This is an optimization exercise on Yosys and OpenROAD, whose aim is small area and a short achievable clock period, not a production implementation.
Only simulation tests tie the RTL to the original design; equivalence was not proved.
The series may have gaps, and a smaller design here may also do less where the tests do not look.

==> run_1/clock_wires.png <==
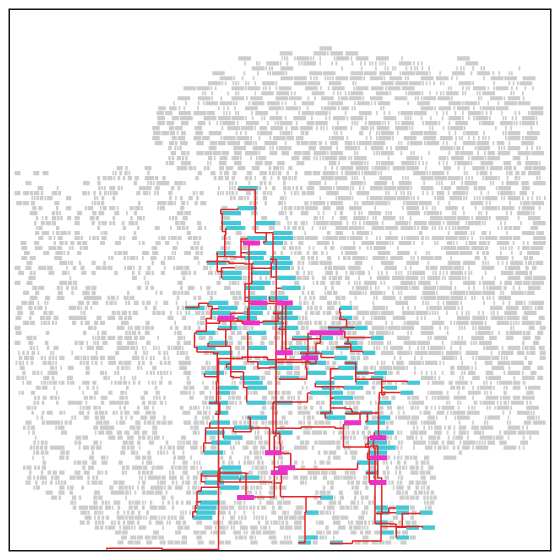
==> run_1/congestion_map.png <==
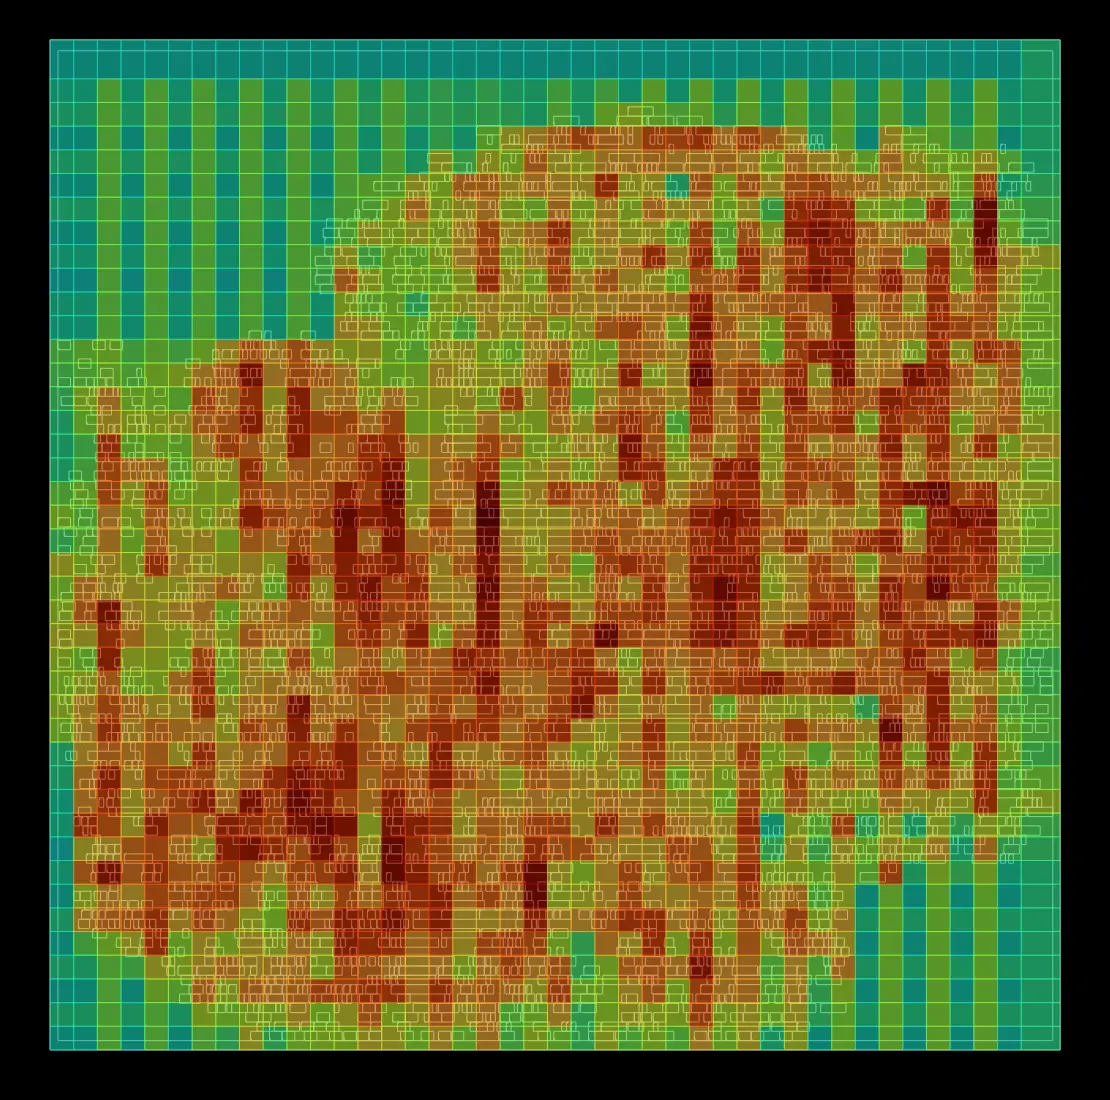
==> run_1/class_map.png <==
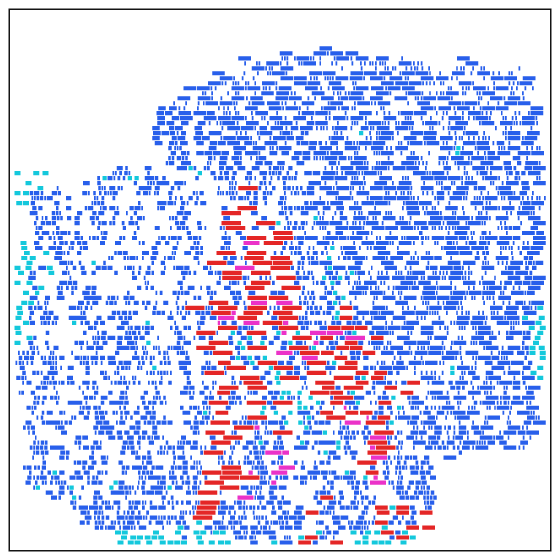
File: flow/design.v
module FPU_Main (
    input clk,
    input [31:0] A,
    input [31:0] B,
    input [1:0] S,
    output [31:0] O
);
    localparam [1:0] OP_ADD = 2'd0, OP_SQRT = 2'd1, OP_MUL = 2'd2, OP_DIV = 2'd3;
    localparam [31:0] C_GUESS_M = 32'h3ff0f0f1;   
    localparam [31:0] C_GUESS_A = 32'h4034b4b5;   
    localparam [31:0] C_TWO     = 32'h40000000;
    localparam [31:0] C_X0      = 32'h3f5a827a;   
    localparam [31:0] C_R0      = 32'h3f95f61a;   
    localparam [31:0] C_SQ2     = 32'h3fb504f3;
    localparam [31:0] C_ONE     = 32'h3f800000;
    reg [31:0] A_r, B_r, t, y;      
    reg [1:0]  S_r;
    reg [4:0]  step;
    reg [8:0]  chg;                 
    assign O = t;
    wire sq = (S_r == OP_SQRT);
    wire restart = |chg;
    wire [7:0] Exponent = A_r[30:23];
    wire pos = (Exponent >= 8'd127) ? 1'b1 : 1'b0;
    wire [7:0] Exp_2 = pos ? (Exponent - 8'd127) / 2 : (Exponent - 8'd127 - 1) / 2;
    wire sq_rem = (Exponent - 8'd127) % 2;
    localparam [2:0] MX_DP = 3'd0, MX_T = 3'd1, MX_RC = 3'd2, MX_R0 = 3'd3, MX_ONE = 3'd4, MX_B = 3'd5;
    localparam [2:0] MY_C1 = 3'd0, MY_Y = 3'd1, MY_A = 3'd2, MY_AP = 3'd3, MY_C3E = 3'd4, MY_C3 = 3'd5;
    localparam [1:0] AX_NEGF = 2'd0, AX_NEG = 2'd1, AX_T = 2'd2;
    localparam [1:0] AY_C2 = 2'd0, AY_TWO = 2'd1, AY_X0 = 2'd2, AY_B = 2'd3;
    localparam [2:0] W_NONE = 3'd0, W_TM = 3'd1, W_TA = 3'd2, W_YM = 3'd3, W_YA = 3'd4, W_XA = 3'd5;
    reg [2:0] mxs, mys, wd;
    reg [1:0] axs, ays;
    reg       pfx;                  
    reg [3:0] j;                    
    reg       inner;
    always @* begin
        inner = 1'b0; j = 4'd0;
        if (S_r == OP_DIV) begin
            inner = (step < 5'd12); j = step[3:0];
        end else if (step >= 5'd2 && step < 5'd14) begin
            inner = 1'b1; j = step[3:0] - 4'd2;
        end else if (step >= 5'd15 && step < 5'd27) begin
            inner = 1'b1; j = step[3:0] - 4'd15;
        end
    end
    always @* begin
        mxs = MX_DP; mys = MY_C1; axs = AX_T; ays = AY_B; pfx = 1'b1; wd = W_NONE;
        if ((S_r == OP_DIV || S_r == OP_SQRT) && inner) begin
            case (j)
                4'd0: begin mxs = MX_DP; mys = MY_C1; wd = W_TM; end
                4'd1: begin axs = AX_NEGF; ays = AY_C2; pfx = 1'b0; wd = W_YA; end
                4'd2, 4'd5, 4'd8: begin mxs = MX_DP; mys = MY_Y; wd = W_TM; end
                4'd3, 4'd6, 4'd9: begin axs = AX_NEG; ays = AY_TWO; pfx = 1'b0; wd = W_TA; end
                4'd4, 4'd7: begin mxs = MX_T; mys = MY_Y; wd = W_YM; end
                4'd10: begin mxs = MX_T; mys = MY_Y; wd = W_TM; end
                4'd11: begin mxs = MX_RC; mys = sq ? MY_AP : MY_A; wd = W_TM; end
                default: ;
            endcase
        end else if (S_r == OP_SQRT) begin
            case (step)
                5'd0: begin mxs = MX_R0; mys = MY_AP; wd = W_TM; end
                5'd1: begin axs = AX_T; ays = AY_X0; pfx = 1'b1; wd = W_XA; end
                5'd14, 5'd27: begin axs = AX_T; ays = AY_B; pfx = 1'b1; wd = W_XA; end
                5'd28: begin mxs = MX_B; mys = MY_C3E; wd = W_TM; end
                5'd29: begin mxs = MX_T; mys = MY_C3; wd = sq_rem ? W_TM : W_NONE; end
                default: ;
            endcase
        end else if (S_r == OP_ADD) begin
            case (step)
                5'd0: begin mxs = MX_ONE; mys = MY_A; wd = W_TM; end
                5'd1: begin axs = AX_T; ays = AY_B; pfx = 1'b1; wd = W_TA; end
                default: ;
            endcase
        end else if (S_r == OP_MUL) begin
            if (step == 5'd0) begin mxs = MX_B; mys = MY_A; wd = W_TM; end
        end
    end
    reg [31:0] mx, my;
    always @* begin
        case (mxs)
            MX_DP:  mx = {1'b0, 8'd126, B_r[22:0]};
            MX_T:   mx = t;
            MX_RC:  mx = {B_r[31], t[30:23] + 8'd126 - B_r[30:23], t[22:0]};
            MX_R0:  mx = C_R0;
            MX_ONE: mx = C_ONE;
            default: mx = B_r;
        endcase
        case (mys)
            MY_C1:  my = C_GUESS_M;
            MY_Y:   my = y;
            MY_A:   my = A_r;
            MY_AP:  my = {1'b0, 8'd126, A_r[22:0]};
            MY_C3E: my = {1'b0, 8'd127 + Exp_2, C_SQ2[22:0]};
            default: my = C_SQ2;
        endcase
    end
    wire [47:0] prod = {1'b1, mx[22:0]} * {1'b1, my[22:0]};
    wire [7:0]  pexp = mx[30:23] + my[30:23] - 8'd127;
    wire [31:0] mres = {mx[31] ^ my[31],
                        prod[47] ? pexp + 8'd1 : pexp,
                        prod[47] ? prod[46:24] : prod[45:23]};
    reg [31:0] ax, ay;
    always @* begin
        case (axs)
            AX_NEGF: ax = {1'b1, t[30:0]};
            AX_NEG:  ax = {~t[31], t[30:0]};
            default: ax = t;
        endcase
        case (ays)
            AY_C2:  ay = C_GUESS_A;
            AY_TWO: ay = C_TWO;
            AY_X0:  ay = C_X0;
            default: ay = B_r;
        endcase
    end
    wire        half = (wd == W_XA);
    wire [7:0]  xe = ax[30:23], ye = ay[30:23];
    wire        xbig = (xe > ye) || ((xe == ye) && pfx);
    wire [23:0] bm = xbig ? {1'b1, ax[22:0]} : {1'b1, ay[22:0]};
    wire [7:0]  be = xbig ? xe : ye;
    wire        bs = xbig ? ax[31] : ay[31];
    wire [23:0] sm = xbig ? {1'b1, ay[22:0]} : {1'b1, ax[22:0]};
    wire        ss = xbig ? ay[31] : ax[31];
    wire [7:0]  de = xbig ? xe - ye : ye - xe;
    wire [23:0] sh = (de >= 8'd24) ? 24'd0 : (sm >> de[4:0]);
    wire [24:0] sum = (bs == ss) ? {1'b0, bm} + {1'b0, sh} : {1'b0, bm} - {1'b0, sh};
    reg  [4:0]  lz;
    integer k;
    always @* begin
        lz = 5'd24;
        for (k = 0; k < 24; k = k + 1)
            if (sum[k]) lz = 5'd23 - k[4:0];
    end
    wire [23:0] nrm = sum[23:0] << lz;
    wire [7:0]  be_h = be - {7'd0, half};
    wire [7:0]  aexp = sum[24] ? be_h + 8'd1 : be_h - {3'd0, lz};
    wire [22:0] aman = sum[24] ? sum[23:1] : nrm[22:0];
    wire [31:0] ares = {bs, aexp, aman};
    always @(posedge clk) begin
        A_r <= A;
        S_r <= S;
        chg <= {S != S_r,
                (A[7:0] != A_r[7:0]), (A[15:8] != A_r[15:8]), (A[23:16] != A_r[23:16]), (A[31:24] != A_r[31:24]),
                (B[7:0] != B_r[7:0]) && !sq, (B[15:8] != B_r[15:8]) && !sq,
                (B[23:16] != B_r[23:16]) && !sq, (B[31:24] != B_r[31:24]) && !sq};
        if (restart)
            step <= 5'd0;
        else if (step != 5'd31)
            step <= step + 5'd1;
        if (!sq || restart)
            B_r <= B;
        else if (wd == W_XA)
            B_r <= ares;
        if (!restart) begin
            if (wd == W_TM) t <= mres;
            if (wd == W_TA) t <= ares;
            if (wd == W_YM) y <= mres;
            if (wd == W_YA) y <= ares;
        end
    end
endmodule
File: flow/run.sh
#!/bin/bash
# synth_recipe.tcl (not shown) runs the flow's synth.tcl, then flattens the netlist and writes it again
# the make line also repeats each setting of config.mk as NAME=value (left out here)
make -C /OpenROAD-flow-scripts/flow DESIGN_CONFIG=/design/flow/config.mk WORK_HOME=/design/flow/orfs CLKGATE_MAP_FILE= SYNTH_SCRIPT=/design/flow/synth_recipe.tcl finish
File: flow/config.mk
export PLATFORM = sky130hd
export DESIGN_NAME = FPU_Main
export DESIGN_NICKNAME = FPU_Main
export VERILOG_FILES = /design/flow/design.v
export SDC_FILE = /design/flow/constraint.sdc
export NUM_CORES = 8
export LEC_CHECK = 0
export CAP_MARGIN = 20
export CORE_MARGIN = 2
export CORE_UTILIZATION = 40
export SLEW_MARGIN = 20
File: flow/constraint.sdc
create_clock -name core_clock -period 25.0 [get_ports {clk}]
set_input_delay 5.0000 -clock core_clock [delete_from_list [all_inputs] [get_ports {clk}]]
set_output_delay 5.0000 -clock core_clock [all_outputs]
set_load 0.01 [all_outputs]
==> results.txt, run 1 <==
----------------------------------------------------
[Drt]
  TritonRoute pass-1 iters ... 6
  Metal2 WL ... 58300 um
  Post-Route WL ... 127000 um
  Uppermost routed layer ... met5
  Residual antenna-violating net count after detailed routing ... 0
  Number of design-rule violations left by the first detailed-router iteration ... 2856
  Detailed-routing wirelength on met1 ... 53000 um
  # DRC ... 0
  Vias after detailed routing ... 30.6k
  Avg Vias per Cell ... 5.92
  Length of routed met3 wiring ... 10600 um
  Routed WL per cell ... 24.5 um

[Global routing]
  Number of antenna violations at the first check in global routing ... 1
  Grt met3 use ... 4.87%
  Number of global-route vias before repair ... 30.4k
  Wire length of the first global-routing pass ... 192000 um
  Overflow left after global routing ... 0
  Largest net degree at the start of global routing ... 58
  Aggregate global-route resource usage ... 29.4%
  Met1 track demand over resource ... 39.4%

[Finish]
  Share of layout cells above drive strength 1 ... 5.69%
  Area used by multi-input combinational logic ... 26900 um^2
  Area growth syn-to-layout ... 8.63%
  Cell area after layout ... 36600 um^2
  Number of standard cells in the final layout excluding fillers ... 5177
  Total inserted antenna cells ... 0
  Nets@finish ... 4893
  Highest-count cells in the layout ignoring fill and taps ... sky130_fd_sc_hd__nand2_1, sky130_fd_sc_hd__inv_1, sky130_fd_sc_hd__fa_1
  Final core utilization ... 43.8%
  Layout filler cell count ... 8392
  Area taken by flip-flops and latches ... 3840 um^2
  Most common library cell in the layout ignoring fill and taps ... sky130_fd_sc_hd__nand2_1

[Setup path]
  Crit end category ... flop
  Slowest cell on the critical path ... sky130_fd_sc_hd__nor4_1
  Worst path most repeated cell ... sky130_fd_sc_hd__a21oi_1
  Cell type group with the largest total delay on the critical path ... compound AO/OA/AOI/OAI gates
  Setup Crit Path Kind ... reg2reg
  Flop2flop setup slack ... 7790 ps
  CP required ... 25160 ps
  Cells on worst reg2reg path ... 55
  Startpoint of the worst setup timing path ... step[0]
  Worst Path Arrival ... 17380 ps
  Peak per-stage delay on the critical path ... 690 ps
  Crit start category ... flop
  Count of buffer and inverter cells on the critical path ... 2
  Reg2reg end ... y[30]
  Crit-path max FO ... 35
  Worst reg2reg startpoint ... step[0]

[Min path]
  Hold Path End ... chg[7]
  Hold WC Path Type ... reg2reg
  Hold path startpoint ... A_r[4]
  Number of cells on the worst hold path ... 3

[Timing]
  Fmax ... 0.0581 GHz
  Setup repair after global routing missed its margin ... false
  Hold slack ... 599 ps
  Minimum period implied by the final worst setup slack ... 17210 ps
  Final setup violation count ... 0
  Final Hold Vio Count ... 0
  Worst slew margin ... 24.6%
  Worst-case clock skew ... 13.6 ps
  Minimum setup slack in the final design ... 7790 ps
  Setup TNS Final ... 0 ps
  Fin. max-slew vios ... 0
  Pin slew with the least headroom to its limit ... 1120 ps
  Final worst-path cycle share ... 68.9%

[Placed design]
  Number of input and output port buffers inserted ... 98
  Placed wire-length estimate after detailed placement ... 99300 um
  DP Cell Count ... 5145
  Cell area after placement ... 36000 um^2
  Worst slack at placement ... 8210 ps
  Routability-driven placement congestion ratio ... 0.976

[Synthesis]
  Number of instances in the synthesized netlist ... 4089
  Area share of fa/ha/maj cells after synthesis ... 38.4%
  Most common cell in the netlist ... sky130_fd_sc_hd__nand2_1
  Synth async-reset ratio ... 0%
  Post-Synthesis Net Count ... 4898
  Combinational family with the most area after synthesis ... adder cells
  Post-synthesis share of cell area spent on xor and xnor gates ... 4.73%
  Synth cell count leaders ... sky130_fd_sc_hd__nand2_1, sky130_fd_sc_hd__inv_1, sky130_fd_sc_hd__fa_1
  Seq/Total Area, Yosys ... 11.4%
  Synthesized area divided by synthesized cell count ... 8.24 um^2
  Number of enable flip-flop cells after synthesis ... 96
  Synth Area in Simple Gates ... 16.6%
  Fraction of synthesized cell area taken by the top area cell type ... 28.9%
  Summed instance area of the synthesized netlist ... 33700 um^2
  Count of different cell masters after synthesis ... 105
  Main flop type after synthesis ... sky130_fd_sc_hd__edfxtp_1
  Top area cells in the synthesized netlist ... sky130_fd_sc_hd__fa_1, sky130_fd_sc_hd__ha_1, sky130_fd_sc_hd__edfxtp_1
  Synthesized flop and latch total ... 144
  Portion of netlist area occupied by mux cells ... 2.73%
  Yosys Warn Count ... 1
  Complex-gate fraction of the synthesized area ... 16.7%

[Die]
  Die width ... 294 um
  Height of the chip ... 294 um
  Standard-cell row count ... 106
  Core outline area ... 83600 um^2
  Number of ports placed on the die boundary ... 99
  Full die area ... 86600 um^2
  Starting density of the core ... 40.3%

[CTS]
  Max Root-Sink Buffers ... 2
  Clock buffers created by TritonCTS ... 17
  Source-to-sink clock delay at the later pin of the worst-skew pair ... 440 ps
  H-tree lvl count ... 4
  # resized after CTS ... 0
  Worst-path clk slew ... 70 ps
  CTS tree ... yes
  Buffer type at the clock tree root ... sky130_fd_sc_hd__clkbuf_16
  Sink Count ... 144
  Cts-stage hold buffer count ... 0

[Outcome]
  Status ... timing/DRC/antenna clean

[Run]
  Max cap viols ... 0

----------------------------------------------------
Notes on clock_wires.png above:
clock wires: shown in red, length 2320 um. flip-flops: shown in cyan, count 144. clock-net drivers: shown in magenta, count 17.
There are 18 routed clock nets.

Notes on congestion_map.png above:
Top Usage Layer GRT: met2
global routing met2 resource utilization: 47.8%

Notes on class_map.png above:
remaining logic cells: shown in blue, cells 3735. remaining buffers and delay cells: shown in cyan, cells 186. registers: shown in red, cells 144. clock drivers and dummy loads: shown in magenta, cells 32.

-- run 1: registers in the layout, indices dropped and copies added, names as in the netlist --
register,cells
chg,9
A_r,32
S_r,2
t,32
B_r,32
y,32
step,5
-- run 1: how the worst max path moves through the flow --
stage	cells past startpoint	slack (ps)	end
2_1_floorplan	63	11480	B_r[30]
3_3_place_gp	56	8620	B_r[30]
3_5_place_dp	56	8210	B_r[30]
4_1_cts	56	8150	y[30]
5_1_grt	56	6650	y[30]
6_report	55	7790	y[30]
-- run 1: worst reg2reg max path, delay by kind of cell, from the launching register on --
family | cells | cell delay, ps
adder cells (fa/ha/maj) | 7 | 2360
flip-flops | 1 | 580
multiplexers | 2 | 510
XOR/XNOR | 4 | 970
buffers and inverters | 2 | 460
AO/OA/AOI/OAI | 28 | 7570
AND/OR/NAND/NOR | 12 | 4470
-- run 1: cell type report --
cell class                      count  area share [%]
Clock buffer                       18            1.17
Clock inverter                     14           0.424
Inverter                          611            6.27
Multi-Input combinational cell   3124            73.5
Sequential cell                   144            10.5
Tap cell                         1080            3.69
Timing Repair Buffer              186            4.48
==> run_1/closeup.png <==
The bar under the picture is 10 um long. Window x 132 to 162, y 132 to 162 um. Cells in grey, sequential cells in the stronger grey; small squares are vias.
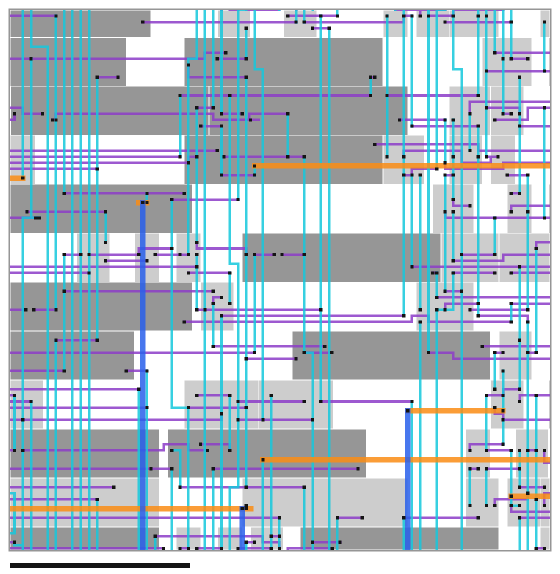

## Run 2: large edit since run 1, in outline
flow/design.v: 162 -> 3030 lines; modules unchanged: 0
  fpu_tree: new, 2802 lines
  fpu_fa: new, 4 lines
  fpu_hai: new, 4 lines
  FPU_Main: edited, 162 -> 220 lines
==> module fpu_fa as of run 2 <==
module fpu_fa (input a, input b, input ci, output s, output co);
    assign s = a ^ b ^ ci;
    assign co = (a & b) | (a & ci) | (b & ci);
endmodule
==> module FPU_Main as of run 2 <==
module FPU_Main (
    input clk,
    input [31:0] A,
    input [31:0] B,
    input [1:0] S,
    output [31:0] O
);
    localparam [1:0] OP_ADD = 2'd0, OP_SQRT = 2'd1, OP_MUL = 2'd2, OP_DIV = 2'd3;
    localparam [31:0] C_GUESS_M = 32'h3ff0f0f1;   
    localparam [31:0] C_GUESS_A = 32'h4034b4b5;   
    localparam [31:0] C_TWO     = 32'h40000000;
    localparam [31:0] C_X0      = 32'h3f5a827a;   
    localparam [31:0] C_R0      = 32'h3f95f61a;   
    localparam [31:0] C_SQ2     = 32'h3fb504f3;
    reg [31:0] A_r, B_r, t, y;      
    reg [1:0]  S_r;
    reg [4:0]  step;
    reg [8:0]  chg;                 
    reg        nn;                  
    assign O = t;
    wire sq = (S_r == OP_SQRT);
    wire restart = |chg;
    wire [7:0] Exponent = A_r[30:23];
    wire pos = (Exponent >= 8'd127) ? 1'b1 : 1'b0;
    wire [7:0] Exp_2 = pos ? (Exponent - 8'd127) / 2 : (Exponent - 8'd127 - 1) / 2;
    wire sq_rem = (Exponent - 8'd127) % 2;
    wire [8:0] dab = {1'b0, A_r[30:23]} - {1'b0, B_r[30:23]};
    wire [8:0] dba = {1'b0, B_r[30:23]} - {1'b0, A_r[30:23]};
    wire       abig = ~dab[8];                       
    wire [7:0] de = abig ? dab[7:0] : dba[7:0];
    wire       de0 = (de == 8'd0);
    wire       sub0 = A_r[31] ^ B_r[31];
    wire [4:0] nstep = restart ? 5'd0 : (step == 5'd31) ? 5'd31 : step + 5'd1;
    localparam [4:0] O_NONE = 5'd0,
        O_DP_C1 = 5'd1,    
        O_C2_T  = 5'd2,    
        O_DP_Y  = 5'd3,    
        O_TWO_T = 5'd4,    
        O_T_Y_Y = 5'd5,    
        O_T_Y_T = 5'd6,    
        O_RC_N  = 5'd7,    
        O_R0_AP = 5'd8,    
        O_X0_T  = 5'd9,    
        O_X_T   = 5'd10,   
        O_X_C3E = 5'd11,   
        O_T_C3  = 5'd12,   
        O_B_A   = 5'd13,   
        O_SHA   = 5'd14,   
        O_ALN   = 5'd15,   
        O_ADD   = 5'd16,   
        O_SHN   = 5'd17,   
        O_NRM   = 5'd18;   
    reg [3:0] j;
    reg       inner;
    reg [4:0] op;
    always @* begin
        inner = 1'b0; j = 4'd0;
        if (S_r == OP_DIV) begin
            inner = (nstep < 5'd12); j = nstep[3:0];
        end else if (nstep >= 5'd2 && nstep < 5'd14) begin
            inner = 1'b1; j = nstep[3:0] - 4'd2;
        end else if (nstep >= 5'd15 && nstep < 5'd27) begin
            inner = 1'b1; j = nstep[3:0] - 4'd15;
        end
        op = O_NONE;
        if ((S_r == OP_DIV || S_r == OP_SQRT) && inner) begin
            case (j)
                4'd0: op = O_DP_C1;
                4'd1: op = O_C2_T;
                4'd2, 4'd5, 4'd8: op = O_DP_Y;
                4'd3, 4'd6, 4'd9: op = O_TWO_T;
                4'd4, 4'd7: op = O_T_Y_Y;
                4'd10: op = O_T_Y_T;
                4'd11: op = O_RC_N;
                default: ;
            endcase
        end else if (S_r == OP_SQRT) begin
            case (nstep)
                5'd0: op = O_R0_AP;
                5'd1: op = O_X0_T;
                5'd14, 5'd27: op = O_X_T;
                5'd28: op = O_X_C3E;
                5'd29: op = sq_rem ? O_T_C3 : O_NONE;
                default: ;
            endcase
        end else if (S_r == OP_ADD) begin
            case (nstep)
                5'd0: op = O_SHA;
                5'd1: op = O_ALN;
                5'd2: op = O_ADD;
                5'd3: op = O_SHN;
                5'd4: op = O_NRM;
                default: ;
            endcase
        end else begin
            if (nstep == 5'd0) op = O_B_A;
        end
    end
    reg x_br, x_dp, x_t, x_rc, x_ar, x_tr, x_r0, x_c2, x_two, x_x0;
    reg y_c1, y_y, y_a, y_ap, y_c3e, y_c3, y_one, y_half, y_sh;
    reg a_dv, a_sq, a_s0, a_ref_x;
    reg w_mul, w_sqa, w_dva, w_s0a, w_raw, w_nrm;
    reg we_t, we_y, we_x, we_yd, c_nn, c_aln;
    always @(posedge clk) begin
        step <= nstep;
        x_br  <= (op == O_X_T) || (op == O_X_C3E) || (op == O_B_A) ||
                 (((op == O_ALN) && abig) || ((op == O_ADD) && !abig));
        x_ar  <= ((op == O_ALN) && !abig) || ((op == O_ADD) && abig);
        x_dp  <= (op == O_DP_C1) || (op == O_DP_Y);
        x_t   <= (op == O_T_Y_Y) || (op == O_T_Y_T) || (op == O_T_C3);
        x_rc  <= (op == O_RC_N);
        x_tr  <= (op == O_NRM);
        x_r0  <= (op == O_R0_AP);
        x_c2  <= (op == O_C2_T);
        x_two <= (op == O_TWO_T);
        x_x0  <= (op == O_X0_T);
        y_c1  <= (op == O_DP_C1);
        y_y   <= (op == O_DP_Y) || (op == O_T_Y_Y) || (op == O_T_Y_T);
        y_a   <= ((op == O_RC_N) && !sq) || (op == O_B_A);
        y_ap  <= ((op == O_RC_N) && sq) || (op == O_R0_AP);
        y_c3e <= (op == O_X_C3E);
        y_c3  <= (op == O_T_C3);
        y_one <= (op == O_C2_T) || (op == O_TWO_T) || (op == O_ADD);
        y_half <= (op == O_X0_T) || (op == O_X_T);
        y_sh  <= (op == O_ALN) || (op == O_NRM);
        a_dv  <= (op == O_C2_T) || (op == O_TWO_T);
        a_sq  <= (op == O_X0_T) || (op == O_X_T);
        a_ref_x <= (op == O_X_T);
        a_s0  <= (op == O_ADD);
        w_sqa <= (op == O_X0_T) || (op == O_X_T);
        w_dva <= (op == O_C2_T) || (op == O_TWO_T);
        w_s0a <= (op == O_ADD);
        w_raw <= (op == O_ALN);
        w_nrm <= (op == O_NRM);
        w_mul <= !((op == O_X0_T) || (op == O_X_T) || (op == O_C2_T) || (op == O_TWO_T) ||
                   (op == O_ADD) || (op == O_ALN) || (op == O_NRM));
        we_t  <= (op == O_DP_C1) || (op == O_DP_Y) || (op == O_TWO_T) || (op == O_T_Y_T) ||
                 (op == O_RC_N) || (op == O_R0_AP) || (op == O_X_C3E) || (op == O_T_C3) ||
                 (op == O_B_A) || (op == O_ALN) || (op == O_ADD) || (op == O_NRM);
        we_y  <= (op == O_C2_T) || (op == O_T_Y_Y);
        we_x  <= (op == O_X0_T) || (op == O_X_T);
        we_yd <= (op == O_SHA) || (op == O_SHN);
        c_nn  <= (op == O_SHN) || (op == O_NRM);
        c_aln <= (op == O_SHA);
    end
    wire [22:0] xm = ({23{x_br | x_dp}} & B_r[22:0]) | ({23{x_t | x_rc | x_tr}} & t[22:0])
                   | ({23{x_ar}} & A_r[22:0])
                   | ({23{x_r0}} & C_R0[22:0]) | ({23{x_c2}} & C_GUESS_A[22:0])
                   | ({23{x_two}} & C_TWO[22:0]) | ({23{x_x0}} & C_X0[22:0]);
    wire        hx = ~x_tr;
    wire [7:0]  xe = ({8{x_br}} & B_r[30:23]) | ({8{x_dp}} & 8'd126) | ({8{x_t | x_tr}} & t[30:23])
                   | ({8{x_rc}} & (t[30:23] + 8'd126 - B_r[30:23])) | ({8{x_ar}} & A_r[30:23])
                   | ({8{x_r0}} & C_R0[30:23]) | ({8{x_c2}} & C_GUESS_A[30:23])
                   | ({8{x_two}} & C_TWO[30:23]) | ({8{x_x0}} & C_X0[30:23]);
    wire        xs = ((x_br | x_rc) & B_r[31]) | ((x_t | x_tr) & t[31]) | (x_ar & A_r[31]);
    wire [22:0] ym = ({23{y_y | y_sh}} & y[22:0]) | ({23{y_a | y_ap}} & A_r[22:0])
                   | ({23{y_c1}} & C_GUESS_M[22:0]) | ({23{y_c3e | y_c3}} & C_SQ2[22:0]);
    wire        hy = ~y_sh | y[31];
    wire [7:0]  ye = ({8{y_y | y_sh}} & y[30:23]) | ({8{y_a}} & A_r[30:23]) | ({8{y_ap | y_half}} & 8'd126)
                   | ({8{y_c1 | y_c3 | y_one}} & 8'd127) | ({8{y_c3e}} & (8'd127 + Exp_2));
    wire        ys = (y_y & y[31]) | (y_a & A_r[31]);
    wire [1:0]  ref2 = a_ref_x ? B_r[24:23] : C_X0[24:23];
    wire [1:0]  dq = t[24:23] - ref2;                
    wire        sh_p1 = a_sq & (dq == 2'd1);
    wire        sh_m1 = (a_sq & (dq == 2'd3)) | (a_dv & t[23]);
    wire        sh_m2 = a_dv & ~t[23];
    wire        sh_0  = (a_sq & (dq == 2'd0)) | a_s0;
    wire [23:0] av = {a_s0 ? de0 : 1'b1, t[22:0]};
    wire [25:0] aal = ({26{sh_p1}} & {1'b0, av, 1'b0}) | ({26{sh_0}} & {2'b00, av})
                    | ({26{sh_m1}} & {3'b000, av[23:1]}) | ({26{sh_m2}} & {4'b0000, av[23:2]});
    wire        asub = a_dv | (a_s0 & sub0);
    wire [25:0] ad = aal ^ {26{asub}};
    wire [48:0] p;
    fpu_tree u_tree (.xv({hx, xm}), .yv({hy, ym}), .ad(ad), .cin(asub), .p(p));
    wire [7:0]  e0 = xe + ye - 8'd127;
    wire        lo = ~(p[47] | p[46] | p[45] | p[44]);
    wire s48 = w_sqa & p[48];
    wire s47 = p[47] & ((w_sqa & ~p[48]) | w_mul | w_s0a);
    wire s46 = (~p[47] & ((w_sqa & ~p[48]) | w_mul | (w_s0a & (p[46] | lo)))) | w_raw;
    wire s45 = p[45] & (w_dva | (w_s0a & ~p[47] & ~p[46]));
    wire s44 = ~p[45] & (w_dva | (w_s0a & ~p[47] & ~p[46] & p[44]));
    wire s23 = w_nrm;
    wire [22:0] rm = ({23{s48}} & p[47:25]) | ({23{s47}} & p[46:24]) | ({23{s46}} & p[45:23])
                   | ({23{s45}} & p[44:22]) | ({23{s44}} & p[43:21]) | ({23{s23}} & p[22:0]);
    wire [7:0]  re = ({8{s48}} & (e0 + 8'd2)) | ({8{s47}} & (e0 + 8'd1)) | ({8{s46 | s23}} & e0)
                   | ({8{s45}} & (e0 - 8'd1)) | ({8{s44}} & (e0 - 8'd2));
    wire [31:0] res = {xs ^ ys, re, rm};
    reg  [4:0]  lz;
    integer k;
    always @* begin
        lz = 5'd24;
        for (k = 0; k < 23; k = k + 1)
            if (t[k]) lz = 5'd23 - k[4:0];
    end
    wire [4:0]  sa = c_aln ? 5'd23 - de[4:0] : lz;
    wire        sv = c_aln ? (de < 8'd24) : 1'b1;
    reg  [22:0] oh;
    always @* begin
        for (k = 0; k < 23; k = k + 1)
            oh[k] = sv & (sa == k[4:0]);
    end
    wire [31:0] ydec = {sv & (sa == 5'd23), 8'd127 - {3'd0, lz}, oh};
    wire go = ~c_nn | nn;
    always @(posedge clk) begin
        A_r <= A;
        S_r <= S;
        chg <= {S != S_r,
                (A[7:0] != A_r[7:0]), (A[15:8] != A_r[15:8]), (A[23:16] != A_r[23:16]), (A[31:24] != A_r[31:24]),
                (B[7:0] != B_r[7:0]) && !sq, (B[15:8] != B_r[15:8]) && !sq,
                (B[23:16] != B_r[23:16]) && !sq, (B[31:24] != B_r[31:24]) && !sq};
        if (!sq)
            B_r <= B;
        else if (we_x)
            B_r <= res;
        if (we_t && go) t <= res;
        if (we_y) y <= res;
        else if (we_yd && go) y <= ydec;
        if (w_s0a) nn <= lo;
    end
endmodule
==> module fpu_hai as of run 2 <==
module fpu_hai (input a, input b, output s, output co);
    assign s = ~(a ^ b);
    assign co = a | b;
endmodule
==> flow/flow/run.sh (new file) <==
#!/bin/bash
set -euo pipefail
bash standard.sh synth > synth.log 2>&1
bash standard.sh SETUP_SLACK_MARGIN=18 finish > layout.log 2>&1
==> flow/standard.sh (new file) <==
#!/bin/bash
# synth_recipe.tcl (not shown) runs the flow's synth.tcl, then flattens the netlist and writes it again
# the make line also repeats each setting of config.mk as NAME=value (left out here)
make -C /OpenROAD-flow-scripts/flow DESIGN_CONFIG=/design/flow/config.mk WORK_HOME=/design/flow/orfs CLKGATE_MAP_FILE= SYNTH_SCRIPT=/design/flow/synth_recipe.tcl "${@:-finish}"
--- a/flow/config.mk
+++ b/flow/config.mk
@@ -10,2 +10,4 @@
 export CORE_UTILIZATION = 40
 export SLEW_MARGIN = 20
+export SYNTH_HIERARCHICAL = 1
+export SYNTH_MINIMUM_KEEP_SIZE = 0
removed: flow/run.sh
==> run_2/closeup.png <==
The bar under the picture is 10 um long. Window x 122 to 152, y 122 to 152 um. Cells in grey, sequential cells in the stronger grey; small squares are vias.
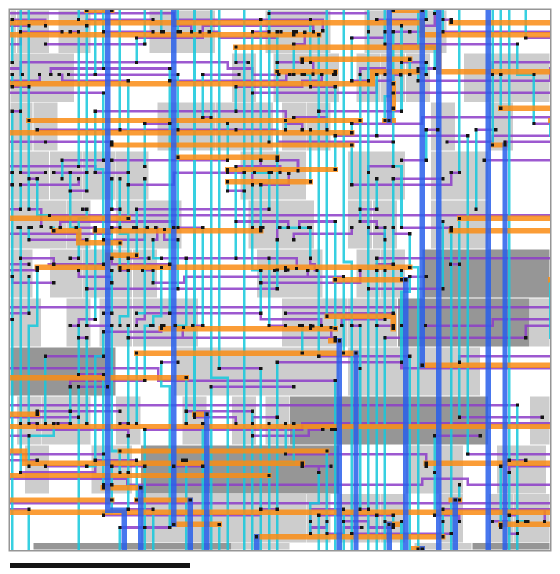
M4: shown in blue. M3: shown in orange. M2: shown in cyan. M1: shown in purple.
Sequential cells in the window: 5. 71 logic cells have their middle in the window. Netlist names of flops here include A_r (2), B_r (2). Most frequent: nand2_1 (16), a222oi_1 (12).

==> run_2/congestion_map.png <==
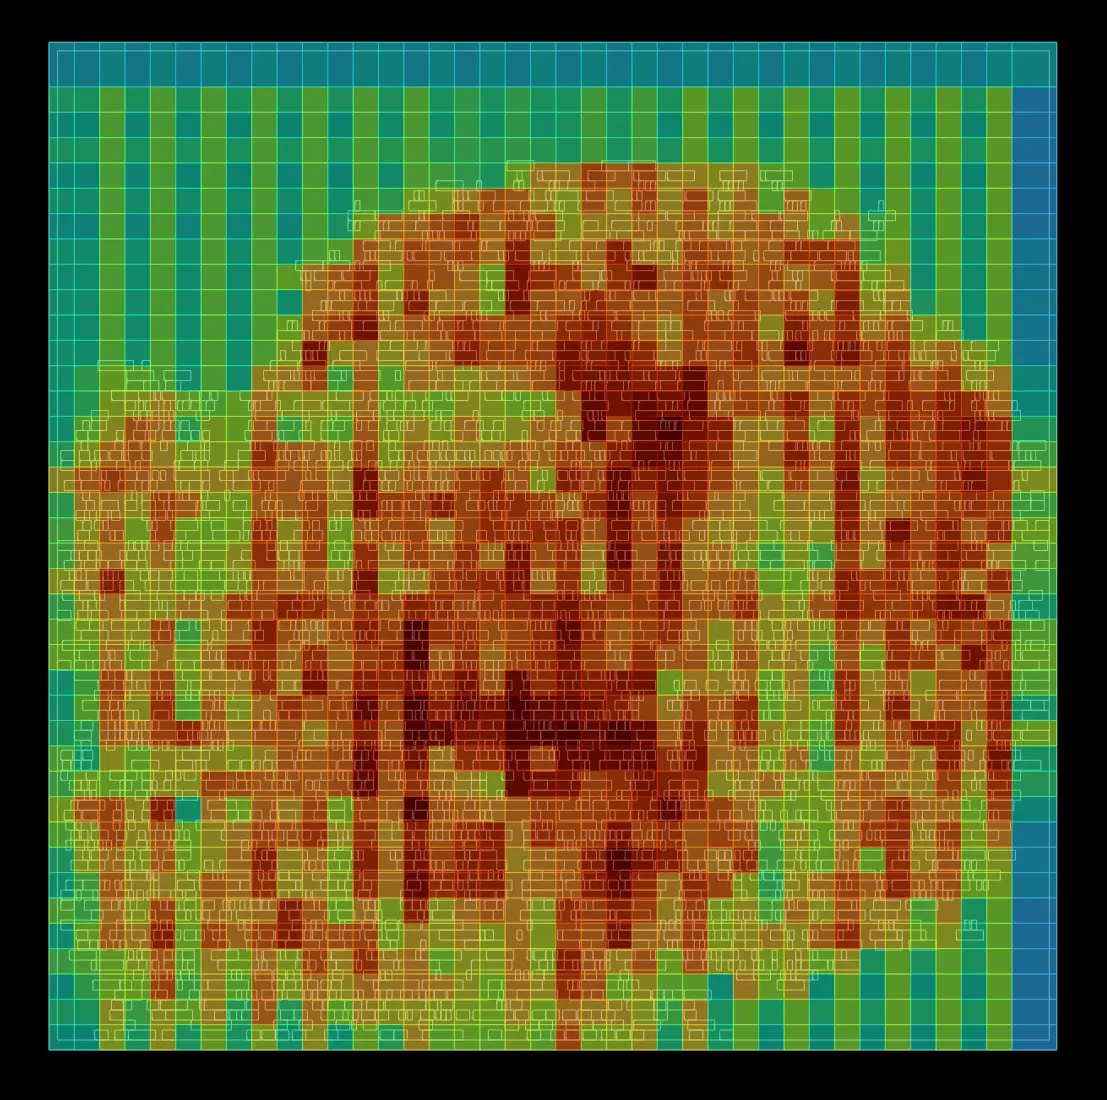
grt met3 use: 8.74%
final core utilization: 46.5%
Routed WL per cell: 26.2 um
met1 track demand over resource: 38.9%
aggregate global-route resource usage: 29.4%

==> results.txt, run 2 <==
----------------------------------------------------
[Setup path]
  Worst Path Arrival ... 9200 ps (was 17380 ps)
  Flop2flop setup slack ... 16000 ps (was 7790 ps)
  Reg2reg end ... y[17] (was y[30])
  Count of buffer and inverter cells on the critical path ... 6 (was 2)
  Crit start category ... flop (unchanged)
  Cell type group with the largest total delay on the critical path ... adder cells (was compound AO/OA/AOI/OAI gates)
  Startpoint of the worst setup timing path ... x_r0 (was step[0])
  Slowest cell on the critical path ... sky130_fd_sc_hd__fa_1 (was sky130_fd_sc_hd__nor4_1)
  Cells on worst reg2reg path ... 31 (was 55)
  Worst path most repeated cell ... sky130_fd_sc_hd__fa_1 (was sky130_fd_sc_hd__a21oi_1)
  Cell depth of the worst setup path ... 31 (was 55)
  Setup Crit Path Kind ... reg2reg (unchanged)
  Worst reg2reg startpoint ... x_r0 (was step[0])
  Crit path to ... y[17] (was y[30])

[Die]
  Die width ... 274 um (was 294 um)
  Number of ports placed on the die boundary ... 99 (unchanged)
  Starting density of the core ... 40.2% (was 40.3%)
  Full die area ... 75300 um^2 (was 86600 um^2)
  Standard-cell row count ... 99 (was 106)
  Core outline area ... 72700 um^2 (was 83600 um^2)
  Height of the chip ... 274 um (was 294 um)

[Min path]
  Hold path startpoint ... A_r[20] (was A_r[4])
  Hold Path End ... chg[5] (was chg[7])
  Number of cells on the worst hold path ... 3 (unchanged)

[Drt]
  Residual antenna-violating net count after detailed routing ... 0 (unchanged)
  # DRC ... 0 (unchanged)
  Metal2 WL ... 50400 um (was 58300 um)
  Number of design-rule violations left by the first detailed-router iteration ... 3414 (was 2856)
  Avg Vias per Cell ... 6.16 (was 5.92)
  TritonRoute pass-1 iters ... 14 (was 6)
  Vias after detailed routing ... 26.4k (was 30.6k)

[Global routing]
  Largest net degree at the start of global routing ... 41 (was 58)
  Global routing met2 resource utilization ... 45.8% (was 47.8%)
  Overflow left after global routing ... 0 (unchanged)
  Wire length of the first global-routing pass ... 166000 um (was 192000 um)

[CTS]
  Worst-path clk slew ... 80 ps (was 70 ps)
  Buffer type at the clock tree root ... sky130_fd_sc_hd__clkbuf_16 (unchanged)
  Clock buffers created by TritonCTS ... 17 (unchanged)
  Cts-stage hold buffer count ... 0 (unchanged)
  # resized after CTS ... 108 (was 0)
  CTS tree ... yes (unchanged)

[Synthesis]
  Number of enable flip-flop cells after synthesis ... 97 (was 96)
  Post-synthesis share of cell area spent on xor and xnor gates ... 5.00% (was 4.73%)
  Post-Synthesis Net Count ... 3950 (was 4898)
  Synth cell count leaders ... sky130_fd_sc_hd__nand2_1, sky130_fd_sc_hd__fa_1, sky130_fd_sc_hd__inv_1 (was sky130_fd_sc_hd__nand2_1, sky130_fd_sc_hd__inv_1, sky130_fd_sc_hd__fa_1)
  Number of instances in the synthesized netlist ... 3239 (was 4089)
  Summed instance area of the synthesized netlist ... 29200 um^2 (was 33700 um^2)
  Seq/Total Area, Yosys ... 15.2% (was 11.4%)
  Synth async-reset ratio ... 0% (unchanged)
  Synth Area in Simple Gates ... 18.3% (was 16.6%)
  Combinational family with the most area after synthesis ... adder cells (unchanged)
  Main flop type after synthesis ... sky130_fd_sc_hd__edfxtp_1 (unchanged)
  Fraction of synthesized cell area taken by the top area cell type ... 35.1% (was 28.9%)
  Count of different cell masters after synthesis ... 113 (was 105)
  Complex-gate fraction of the synthesized area ... 14.5% (was 16.7%)
  Yosys Warn Count ... 7 (was 1)
  Synthesized flop and latch total ... 174 (was 144)
  Synthesized area divided by synthesized cell count ... 9.03 um^2 (was 8.24 um^2)
  Top area cells in the synthesized netlist ... sky130_fd_sc_hd__fa_1, sky130_fd_sc_hd__nand2_1, sky130_fd_sc_hd__edfxtp_1 (was sky130_fd_sc_hd__fa_1, sky130_fd_sc_hd__ha_1, sky130_fd_sc_hd__edfxtp_1)
  Portion of netlist area occupied by mux cells ... 0.505% (was 2.73%)
  Most common cell in the netlist ... sky130_fd_sc_hd__nand2_1 (unchanged)

[Finish]
  Layout clock buffers ... 21 (was 18)
  Most common library cell in the layout ignoring fill and taps ... sky130_fd_sc_hd__nand2_1 (unchanged)
  Area growth syn-to-layout ... 15.5% (was 8.63%)
  Cell class ranked first by area ... multi-input combinational cells (unchanged)
  Area taken by flip-flops and latches ... 4460 um^2 (was 3840 um^2)
  Total inserted antenna cells ... 1 (was 0)
  Layout filler cell count ... 6939 (was 8392)
  Cell area after layout ... 33800 um^2 (was 36600 um^2)
  Area used by multi-input combinational logic ... 24100 um^2 (was 26900 um^2)
  Total number of multi-input combinational cells ... 2635 (was 3124)
  Sequential share of cell area ... 13.2% (was 10.5%)
  Multi-input combinational area share ... 71.4% (was 73.5%)
  Non-clock buffer contribution to total cell area ... 7.52% (was 4.48%)
  Share of layout cells above drive strength 1 ... 13.0% (was 5.69%)
  FFs & Latches ... 174 (was 144)
  Non-CTS buffers ... 264 (was 186)
  Highest-count cells in the layout ignoring fill and taps ... sky130_fd_sc_hd__nand2_1, sky130_fd_sc_hd__fa_1, sky130_fd_sc_hd__inv_1 (was sky130_fd_sc_hd__nand2_1, sky130_fd_sc_hd__inv_1, sky130_fd_sc_hd__fa_1)
  Number of logic inverters in the finished layout ... 226 (was 611)
  Nets@finish ... 4029 (was 4893)

[Timing]
  Minimum period implied by the final worst setup slack ... 9000 ps (was 17210 ps)
  Final setup violation count ... 0 (unchanged)
  Fin. max-slew vios ... 0 (unchanged)
  Pin slew with the least headroom to its limit ... 1100 ps (was 1120 ps)
  Final worst-path cycle share ... 36.0% (was 68.9%)
  Setup repair after global routing missed its margin ... true (was false)
  Fmax ... 0.111 GHz (was 0.0581 GHz)
  Setup TNS Final ... 0 ps (unchanged)

[Placed design]
  Cell area after placement ... 31300 um^2 (was 36000 um^2)
  Number of input and output port buffers inserted ... 98 (unchanged)

[Outcome]
  Status ... timing/DRC/antenna clean (unchanged)

----------------------------------------------------
==> run_2/clock_wires.png <==
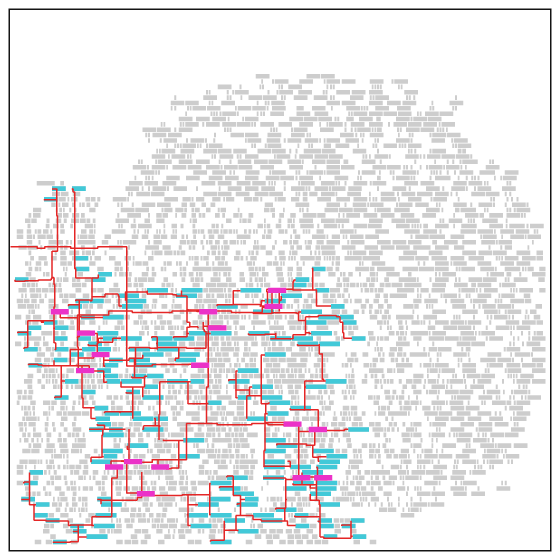
worst-case clock skew: 15.1 ps
source-to-sink clock delay at the later pin of the worst-skew pair: 450 ps

==> run_2/class_map.png <==
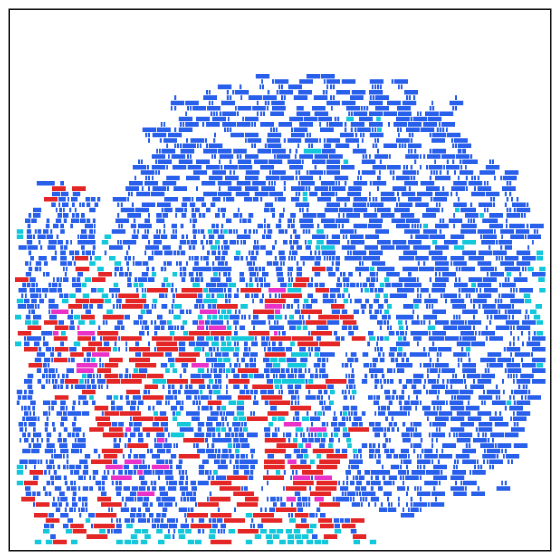
remaining buffers and delay cells: shown in cyan, cells 264. registers: shown in red, cells 174. clock drivers and dummy loads: shown in magenta, cells 32. remaining logic cells: shown in blue, cells 2861.

run 2: cell count changes after synthesis, moves of 25 or more:
cell	before	now
sky130_fd_sc_hd__a222oi_1	0	51
sky130_fd_sc_hd__nor2_1	308	88
sky130_fd_sc_hd__dfxtp_1	48	77
sky130_fd_sc_hd__ha_1	255	132
sky130_fd_sc_hd__inv_1	607	225
sky130_fd_sc_hd__fa_1	487	512
sky130_fd_sc_hd__clkbuf_1	166	194
sky130_fd_sc_hd__mux2i_1	48	8
sky130_fd_sc_hd__a21o_1	50	25
sky130_fd_sc_hd__o21ai_0	163	83
sky130_fd_sc_hd__nor3_1	81	26
sky130_fd_sc_hd__a21oi_1	202	113
sky130_fd_sc_hd__nand2_1	657	900
run 2: metrics by stage:
| stage | hold WS [ps] | instances | setup WS [ps] | util [%] |
|---|---|---|---|---|
| detailed placement | 657 | 4144 | 14450 | 43.0 |
| CTS | 679 | 4248 | 16080 | 45.3 |
| finish | 669 | 4291 | 16000 | 46.5 |
| global route | 715 | 4290 | 15850 | 46.4 |
| floorplan | 468 | 3239 | 16370 | - |
| global placement | 659 | 4143 | 14560 | 43.0 |

-- what the ideal ports hide --
In the flow no input, the clock included, has a driving cell. The finished layouts below were timed again as built, in two steps. Step 1 assumes that a clkbuf_16 drives the clock port and a buf_2 every other input. Step 2 also shifts input and output timing later by t, the mid clock arrival at the registers, as if the neighbouring blocks saw the same clock. a / b / c = no drivers / after step 1 / after step 2; a / b = the first two.
run	t (ns)	slack for setup (ns)	worst setup path at the end	latest minus earliest clock arrival (ns)	worst register clock-pin slew, ns
run 1	0.496	7.785 / 7.785 / 7.785	register to register	0.013 / 0.014	0.07 / 0.07
run 2	0.499	16.002 / 16.002 / 16.002	register to register	0.016 / 0.016	0.08 / 0.08
After both steps every run listed still meets setup and hold.
